Source: an optimization exercise on an open RTL-to-GDS flow (aim: small area, a short achievable clock period and few clock cycles). Production flows keep margins and buffers that such runs may drop. Function not checked in this run: the RTL went through the layout flow alone. No activity file was given, so power comes from the tool's default toggle rates.

**Metal 1**

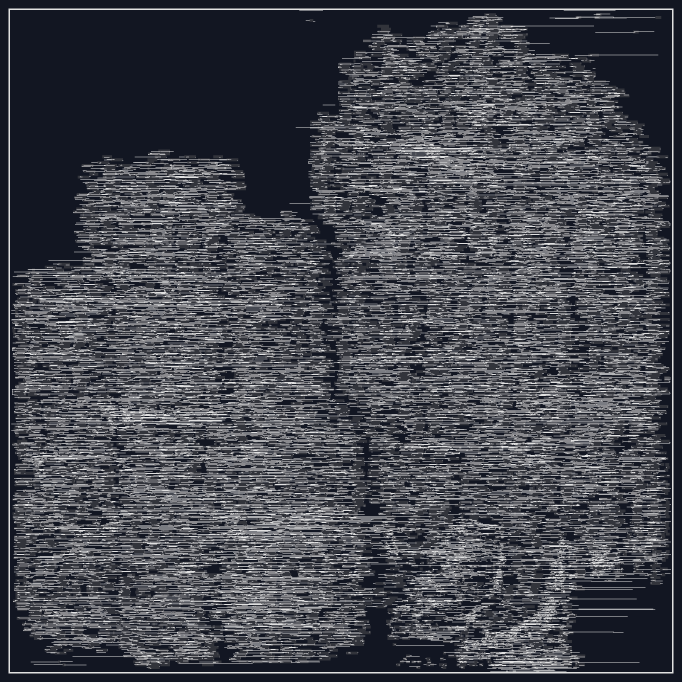
**Metal 2**

The bar under the picture is 200 um long.
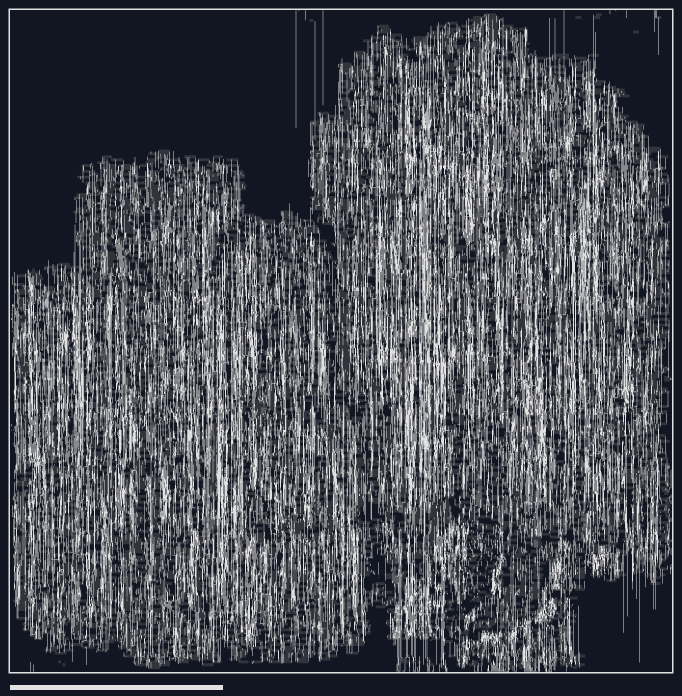
**The metal 3 layer**

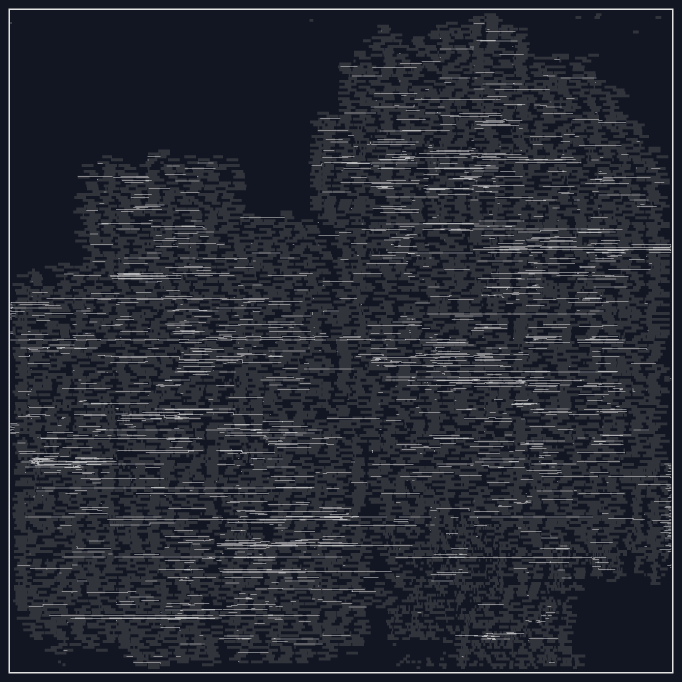
**The metal 4 layer**

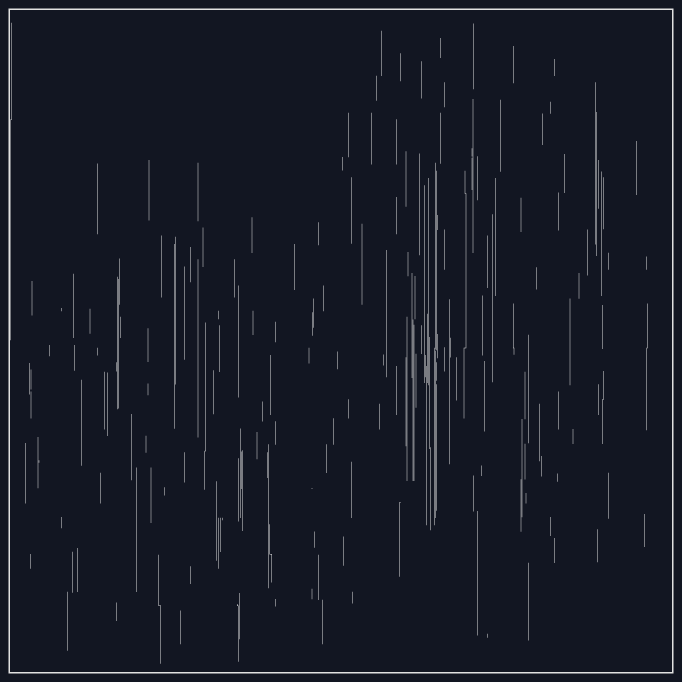
**Track usage over the die**

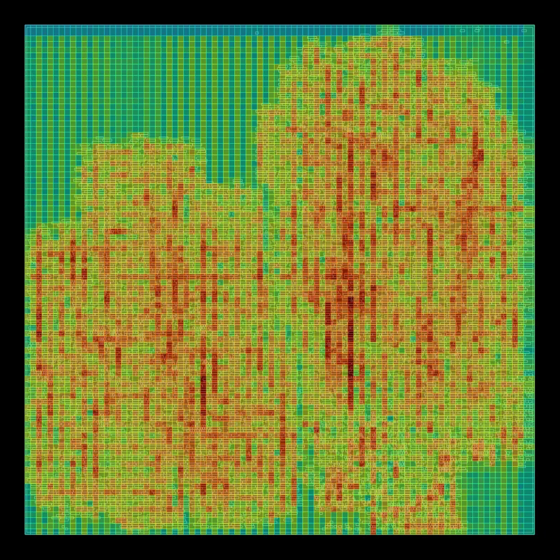
`flow/run.sh`:
```
#!/bin/bash
# synth_recipe.tcl (not shown) runs the flow's synth.tcl, then flattens the netlist and writes it again
# the make line also repeats each setting of config.mk as NAME=value (left out here)
make -C /OpenROAD-flow-scripts/flow DESIGN_CONFIG=/design/flow/config.mk WORK_HOME=/design/flow/orfs CLKGATE_MAP_FILE= SYNTH_SCRIPT=/design/flow/synth_recipe.tcl finish
```
`flow/config.mk`:
```
export PLATFORM = sky130hd
export DESIGN_NAME = Wienerfilter
export DESIGN_NICKNAME = Wienerfilter
export VERILOG_FILES = /design/flow/design.v
export SDC_FILE = /design/flow/constraint.sdc
export NUM_CORES = 4
export LEC_CHECK = 0
export CAP_MARGIN = 20
export CORE_MARGIN = 2
export CORE_UTILIZATION = 45
export SLEW_MARGIN = 20
```
`flow/constraint.sdc`:
```
create_clock -name core_clock -period 5.6 [get_ports {clk}]
set_input_delay 1.1200 -clock core_clock [delete_from_list [all_inputs] [get_ports {clk}]]
set_output_delay 1.1200 -clock core_clock [all_outputs]
set_load 0.01 [all_outputs]
```
`flow/design.v`:
```
module pmi_ram_dp #(
  parameter pmi_wr_addr_depth = 256,
  parameter pmi_wr_addr_width = 8,
  parameter pmi_wr_data_width = 8,
  parameter pmi_rd_addr_depth = 256,
  parameter pmi_rd_addr_width = 8,
  parameter pmi_rd_data_width = 8,
  parameter pmi_regmode       = "reg",
  parameter pmi_resetmode     = "async",
  parameter pmi_family        = "common"
) (
  input  [pmi_wr_data_width-1:0] Data,
  input  [pmi_wr_addr_width-1:0] WrAddress,
  input  [pmi_rd_addr_width-1:0] RdAddress,
  input                          WrClock,
  input                          RdClock,
  input                          WrClockEn,
  input                          RdClockEn,
  input                          WE,
  input                          Reset,
  output reg [pmi_rd_data_width-1:0] Q
);
  localparam AW = $clog2(pmi_wr_addr_depth);
  reg [pmi_wr_data_width-1:0] mem [0:pmi_wr_addr_depth-1];
  reg [AW-1:0] rd_addr_q;
  always @(posedge WrClock)
    if (WrClockEn && WE)
      mem[WrAddress[AW-1:0]] <= Data;
  always @(posedge RdClock or posedge Reset)
    if (Reset) begin
      rd_addr_q <= 'd0;
      Q         <= 'd0;
    end else if (RdClockEn) begin
      rd_addr_q <= RdAddress[AW-1:0];
      Q         <= mem[rd_addr_q];
    end
endmodule
module pmi_mult #(
  parameter pmi_dataa_width         = 16,
  parameter pmi_datab_width         = 16,
  parameter pmi_sign                = "on",
  parameter pmi_additional_pipeline = 1,
  parameter pmi_input_reg           = "on",
  parameter pmi_output_reg          = "on",
  parameter pmi_family              = "common",
  parameter pmi_implementation      = "DSP"
) (
  input  [pmi_dataa_width-1:0] DataA,
  input  [pmi_datab_width-1:0] DataB,
  input                        Clock,
  input                        ClkEn,
  input                        Aclr,
  output reg [pmi_dataa_width+pmi_datab_width-1:0] Result
);
  reg [pmi_dataa_width-1:0] a_q;
  reg [pmi_datab_width-1:0] b_q;
  reg [pmi_dataa_width+pmi_datab_width-1:0] p_q;
  reg [pmi_dataa_width+pmi_datab_width-1:0] p_q2;
  always @(posedge Clock or posedge Aclr)
    if (Aclr) begin
      a_q    <= 'd0;
      b_q    <= 'd0;
      p_q    <= 'd0;
      p_q2   <= 'd0;
      Result <= 'd0;
    end else if (ClkEn) begin
      a_q    <= DataA;
      b_q    <= DataB;
      p_q    <= $signed(a_q) * $signed(b_q);
      p_q2   <= p_q;
      Result <= p_q2;
    end
endmodule
`timescale 1ns / 1ps
module Wienerfilter#(
    parameter WIDTH    = 16,
    parameter COL_NUM  = 128, 
    parameter ROW_NUM  = 2,
    localparam ADDR_DEP  =  COL_NUM * ROW_NUM,
    localparam ADDR_WID  =  $clog2(ADDR_DEP) + 'd1,
    localparam Serial_COL  =  $clog2(COL_NUM) + 'd1,
    localparam Serial_ROW  =  $clog2(ROW_NUM) + 'd1
)
(
input clk,
input rst,
input start,
input [ADDR_WID-1:0]wr_addr,
input ram_wr_en,
input [WIDTH-1:0]ram_data_in,
input  wire[7:0]rd_wiener,
input [1:0]rd_bank,
input      rd_para,
input [Serial_COL-1:0]wr_data_addr,
input ram_wr_data_en,
input [WIDTH-1:0]ram_data_wr_in,
output [WIDTH*2-1:0]DSP_ADD_DATA_o,
output reg[WIDTH*4-1:0]Wiener_data,
output reg Wiener_data_v,
output finish_cal_o,
output wire [WIDTH/2-1:0]ram_data_out_o,
output data_wr_v_o
) ;
localparam INIT      = 0,
           START     = 1, 
           READ_DATA = 2,
           WAIT_READ = 3,
           MULT_CAL  = 4,
           WAIT_CAL  = 5,
           ADD_CAL   = 6,
           DET       = 7, 
           FINISH    = 8;
reg [6:0]STATE;
reg [Serial_COL - 1:0 ]COL_cnt;
reg [Serial_ROW - 1:0 ]ROW_cnt;
reg [ADDR_WID-1:0]rd_ad_para;
reg [ADDR_WID-1:0]rd_addr;
always@(*) begin 
  rd_ad_para = rd_para? {rd_bank,rd_wiener[5:0]}:rd_addr;
end
wire [WIDTH/2-1:0]ram_data_out;
assign ram_data_out_o=ram_data_out;
wire [WIDTH-1:0]ram_data_data_out;
pmi_ram_dp
#(
  .pmi_wr_addr_depth    (ADDR_DEP ),  
  .pmi_wr_addr_width    (ADDR_WID ),  
  .pmi_wr_data_width    (WIDTH/2 ),  
  .pmi_rd_addr_depth    (ADDR_DEP ),  
  .pmi_rd_addr_width    (ADDR_WID ),  
  .pmi_rd_data_width    (WIDTH/2 ),  
  .pmi_regmode          ( "reg" ),  
  .pmi_resetmode        ("async" ),  
  .pmi_family           ("common" )   
) pmi_ram_dp_inst (
  .Data      (ram_data_in ),   
  .WrAddress (wr_addr ),   
  .RdAddress (rd_ad_para), 
  .WrClock   (clk   ),   
  .RdClock   (clk   ),   
  .WrClockEn (1 ),   
  .RdClockEn (1 ),   
  .WE        (ram_wr_en), 
  .Reset     (rst),   
  .Q         (ram_data_out )    
);
pmi_ram_dp
#(
  .pmi_wr_addr_depth    (COL_NUM ),  
  .pmi_wr_addr_width    (Serial_COL ),  
  .pmi_wr_data_width    (WIDTH ),  
  .pmi_rd_addr_depth    (COL_NUM ),  
  .pmi_rd_addr_width    (Serial_COL ),  
  .pmi_rd_data_width    (WIDTH ),  
  .pmi_regmode          ( "reg" ),  
  .pmi_resetmode        ("async" ),  
  .pmi_family           ("common" )   
) pmi_ram_dp_inst_data (
  .Data      (ram_data_wr_in ),   
  .WrAddress (wr_data_addr ),   
  .RdAddress (COL_cnt ),   
  .WrClock   (clk   ),   
  .RdClock   (clk   ),   
  .WrClockEn (1 ),   
  .RdClockEn (1 ),   
  .WE        (ram_wr_data_en), 
  .Reset     (rst),   
  .Q         (ram_data_data_out )    
);
reg finish_cal;
reg [WIDTH*2-1:0]DSP_ADD_DATA;
wire [WIDTH*2-1:0]result;
reg start_mult,start_mult_d,start_mult_dd;
reg data_wr_v;
always@(posedge clk or posedge rst) begin 
 if(rst) begin 
    STATE <= INIT;
    ROW_cnt <= 'd0;
    COL_cnt <= 'd0;
    start_mult <= 'd0;
    finish_cal <= 'd0;
    DSP_ADD_DATA <= 'd0;
    data_wr_v <='d0;
 end
 else begin 
   case(STATE) 
   INIT      :begin
    ROW_cnt <= 'd0;
    COL_cnt <= 'd0;  
    start_mult <= 'd0;
    finish_cal <= 'd0;
    DSP_ADD_DATA <= 'd0;
    data_wr_v <='d0;
    if(start) begin
        STATE <= START;
     end
    else      begin
        STATE <= INIT;
     end
        end
   START     :begin  
       STATE <= READ_DATA;
       start_mult <= 'd0;
       DSP_ADD_DATA <= DSP_ADD_DATA;
       data_wr_v <='d0;
        end
   READ_DATA :begin  
       STATE <= WAIT_READ;
       start_mult <= 'd0;
        end
   WAIT_READ :begin  
       STATE <= MULT_CAL;  
       start_mult <= 'd1;
        end
   MULT_CAL  :begin  
    STATE <= WAIT_CAL;  
    start_mult <= 'd0;
        end
   WAIT_CAL  :begin  
      if(start_mult_dd) begin STATE <= ADD_CAL;  end
      else begin STATE <= WAIT_CAL;  end
        end
   ADD_CAL :begin 
     if(COL_cnt <  COL_NUM - 'd1) begin
        COL_cnt <= COL_cnt + 'd1;
        STATE   <= START;
        data_wr_v <='d0;
        DSP_ADD_DATA <= DSP_ADD_DATA + result;
      end
     else begin
        COL_cnt <= 0;
        STATE   <= DET;
        data_wr_v <='d1;
        DSP_ADD_DATA <= DSP_ADD_DATA+ result;
      end 
   end    
   DET       :begin  
     DSP_ADD_DATA <= 'd0;
     data_wr_v <='d0;
     if(ROW_cnt <  ROW_NUM - 'd1) begin
        ROW_cnt <= ROW_cnt + 'd1;
        STATE   <= START;
        finish_cal <= 'd0;
      end
     else begin 
        ROW_cnt <= 'd0;
        STATE   <= FINISH;
        finish_cal <= 'd1;
     end
        end
   FINISH    :begin  
    data_wr_v <='d0;
    DSP_ADD_DATA <= 'd0;
    finish_cal <= 'd0;
    STATE   <= INIT;
        end
   endcase
 end
end
assign finish_cal_o = finish_cal;
assign DSP_ADD_DATA_o = DSP_ADD_DATA;
always@(posedge clk or posedge rst) begin 
    if(rst) begin 
        start_mult_d<= 'd0;
        start_mult_dd<= 'd0;
    end
    else begin 
        start_mult_d <= start_mult;
        start_mult_dd<= start_mult_d;
    end
   end
   always@(*) begin 
case(ROW_cnt) 
  'd0: rd_addr =  COL_cnt  ;
  'd1: rd_addr =  COL_NUM + COL_cnt ;
  'd2: rd_addr = {COL_NUM,1'd0 } + COL_cnt ;
  'd3: rd_addr = {COL_NUM,1'd0 } + COL_cnt + COL_NUM ;
endcase
   end
wire [WIDTH-1:0]data_in0,data_in1;
assign data_in0 = {{8{ram_data_out[WIDTH/2-1]}},ram_data_out};
 assign data_in1 = ram_data_data_out;
   pmi_mult
   #(
     .pmi_dataa_width         (WIDTH),  
     .pmi_datab_width         (WIDTH ),  
     .pmi_sign                ("on" ),  
     .pmi_additional_pipeline (1 ),  
     .pmi_input_reg           ( "on" ),  
     .pmi_output_reg          ( "on" ),  
     .pmi_family              ("common"  ),  
     .pmi_implementation      ("DSP" )   
   ) pmi_mult_dsp (
     .DataA  (data_in0 ),   
     .DataB  (data_in1 ),   
     .Clock  (clk ),   
     .ClkEn  (1 ),   
     .Aclr   (rst ),   
     .Result (result )    
   );
assign data_wr_v_o = data_wr_v;
always@(posedge clk or posedge rst)
 begin 
   if(rst) begin 
    Wiener_data  <='d0;
    Wiener_data_v<='d0;
   end
   else begin
case(ROW_cnt)
 'd0:begin if(data_wr_v) begin Wiener_data[WIDTH*1-1:WIDTH*0] <= DSP_ADD_DATA[15:0];  Wiener_data_v<='d0; end else begin Wiener_data <= Wiener_data; Wiener_data_v<='d0; end end
 'd1:begin if(data_wr_v) begin Wiener_data[WIDTH*2-1:WIDTH*1] <= DSP_ADD_DATA[15:0];  Wiener_data_v<='d0; end else begin Wiener_data <= Wiener_data; Wiener_data_v<='d0; end end
 'd2:begin if(data_wr_v) begin Wiener_data[WIDTH*3-1:WIDTH*2] <= DSP_ADD_DATA[23:8];  Wiener_data_v<='d0; end else begin Wiener_data <= Wiener_data; Wiener_data_v<='d0; end end
 'd3:begin if(data_wr_v) begin Wiener_data[WIDTH*4-1:WIDTH*3] <= DSP_ADD_DATA[23:8];  Wiener_data_v<='d1; end else begin Wiener_data <= Wiener_data; Wiener_data_v<='d0; end end
endcase 
    end
 end
endmodule
```
==> metrics.yaml <==
status: "complete, no violations"
io_buffers: 159
skew_ps: 76.9
grt.overflow.total: 0
slew_headroom_pct: 23.8
wl_met1_um: 168000
worst_pin_slew_ps: 1140
final_area_um2: 195000
hold_depth: 0
rsz0062_at_grt: "false"
num_rows: 226
crit_fanout: 16
synthFlopType: "edfxtp_1"
period_needed_ps: 5020
globalplace.congestion: 0.816
grt_max_degree: 169
antenna_found_initial: 29
worstSetupStartpointType: "flop"
num_io_pins: 172
yosysMostFrequentCell: "edfxtp_1"
postSynth.asyncResetShare_pct: 5.77
wl_met2_um: 202000
fillers: 29204
inv_count: 160
powerSeq_mw: 36.6
viasPerCell: 5.84
drtAntennaViolNets: 0
seq_cells: 4347
power.group.top: "sequential cells"
seq-cell-share_pct: 66.4
synth_top_area_share_pct: 71.9
die-area_um2: 385000
p_sw_share_pct: 23.6
avgSynthCellArea_um2: 22.7
p_int_mw: 56.0
ctsHoldBuffers: 0
power_leakage_nw: 62.0
cts.sinks: 4347
fmax_ghz: 0.199
multi_input_area_share_pct: 20.4
holdCritPathClass: "flop to flop"
power_density_nw_per_um2: 377
worstHoldStart: "pmi_mult_dsp.p_q2[19]"
final_nets: 8318
r2r_end: "pmi_mult_dsp.p_q[22]"
path_class: "flop to flop"
multi_input_area_um2: 39800
synth_common_cells: "edfxtp_1, mux4_2, nor2_1, dfrtp_1, clkbuf_1"
critPathTopFamily: "adder cells"
rrSetupSlack_ps: 580
crit_start: "pmi_mult_dsp.a_q[0]"
multi_input_cells: 2644
final_common_cell: "edfxtp_1"
tns_ps: 0
comb_power_share_pct: 10.7
fp.dieH_um: 620
cts_buffers: 437
wl_met3_um: 26500
synthCells: 7529
p_comb_mw: 7.84
cap_violations: 0
core_um2: 379000
met1_usage_pct: 29.8
first_pass_iters: 6
crit_path_frequent_cell: "fa_1"
dpl_cell_area_um2: 180000
power_frac_seq_pct: 49.9
clkCellAreaFrac_pct: 7.30
irDropWorstVdd_mv: 0.342
maxSlewViolCount: 0
cp_cell_sequence: "nand2_1 > fa_1 > fa_1 > inv_1 > fa_1 > inv_1 > fa_1 > inv_1 > ha_1 > o21ai_0 > a21boi_0 > o211ai_1 > a21boi_0 > o21ai_0 > o221ai_1 > a21oi_1 > xnor2_1"
drive_gt1_share_pct: 29.3
grt_pass1_wl_um: 588000
top_layer: "met5"
grt_pass1_vias: 80583
ys_seq_area_share_pct: 75.6
antenna_cells: 14
clk-power_mw: 28.9
clk_latency_ps: 1000
About 'metal 1':
nets with wire on the layer	8,108
main direction	horizontal
share of all routed wire	41%
wire length on this layer	168 mm

About 'metal 2':
longest straight run	191 um
nets with wire on the layer	7,624
Vias: 78,666
met2 GRT Util: 34.7%
Post-Route WL: 408,000 um

About 'the metal 3 layer':
main direction	horizontal
share of all routed wire	6.5%
nets with wire on the layer	733
longest straight run	253 um
wire length on this layer	26.5 mm
met3 Use GR: 3.32%

About 'the metal 4 layer':
nets with wire on the layer	101
share of all routed wire	2.7%

About 'track usage over the die':
Routed WL per cell: 30.3 um
final core occ: 51.4%
gr busiest metal: met2

==> per-stage QoR <==
step                      setup slack (ps)  total power [mW]
after floorplan                        987              42.4
after global placement                 583              45.1
after detailed placement               580              45.2
after CTS                              554              74.0
after global routing                   156              76.1
final                                  584              73.3
==> state kept, by name, summed over array words and instances, names as in the netlist, 8 cells and up <==
register                   cells
pmi_ram_dp_inst_data.Q        16
Wiener_data                   64
pmi_mult_dsp.p_q              24
pmi_ram_dp_inst.rd_addr_q      8
DSP_ADD_DATA                  32
pmi_ram_dp_inst.mem         2048
pmi_ram_dp_inst.Q              8
pmi_mult_dsp.a_q               8
pmi_mult_dsp.p_q2             24
pmi_mult_dsp.Result           24
pmi_ram_dp_inst_data.mem    2048
COL_cnt                        8
pmi_mult_dsp.b_q              16
==> cells by family (layout without fill, tap and decap cells) <==
family	Yosys count	after routing	share of synthesized area (%)
other	0	14	0
DFF	4347	4347	75.6
and+or+nand+nor	772	772	1.96
buffers and inverters	538	1441	1.24
AOI/OAI and AO/OA	194	194	0.710
xor gates and xnor gates	50	50	0.256
muxes	1442	1442	18.4
adders and majority gates	186	186	1.82

-- re-timing with driven ports --
The results above use ideal ports. As a check the final layout listed here was re-extracted and re-timed, cells and wires unchanged.
Step 1 sets driving cells, clkbuf_16 on the clock port and buf_2 on the other inputs (assumed; they add their load-dependent delay and slew).
Step 2, shift: input delay + t, output delay - t, t = (earliest + latest rising clock arrival at the registers) / 2. This alone moves slack from input paths to output paths.
a / b / c = no drivers / after step 1 / after step 2; a / b = the first two.
t, ns: 1.055
setup WS [ns]: 0.584 / 0.584 / 0.584
hold slack, ns: 0.273 / 0.273 / 0.273
cell pins on the clock port's net: 1
After both steps setup and hold are still met in this run. For this run, drivers alone change the setup slack by 0.000 ns; drivers and shift together by 0.000 ns.
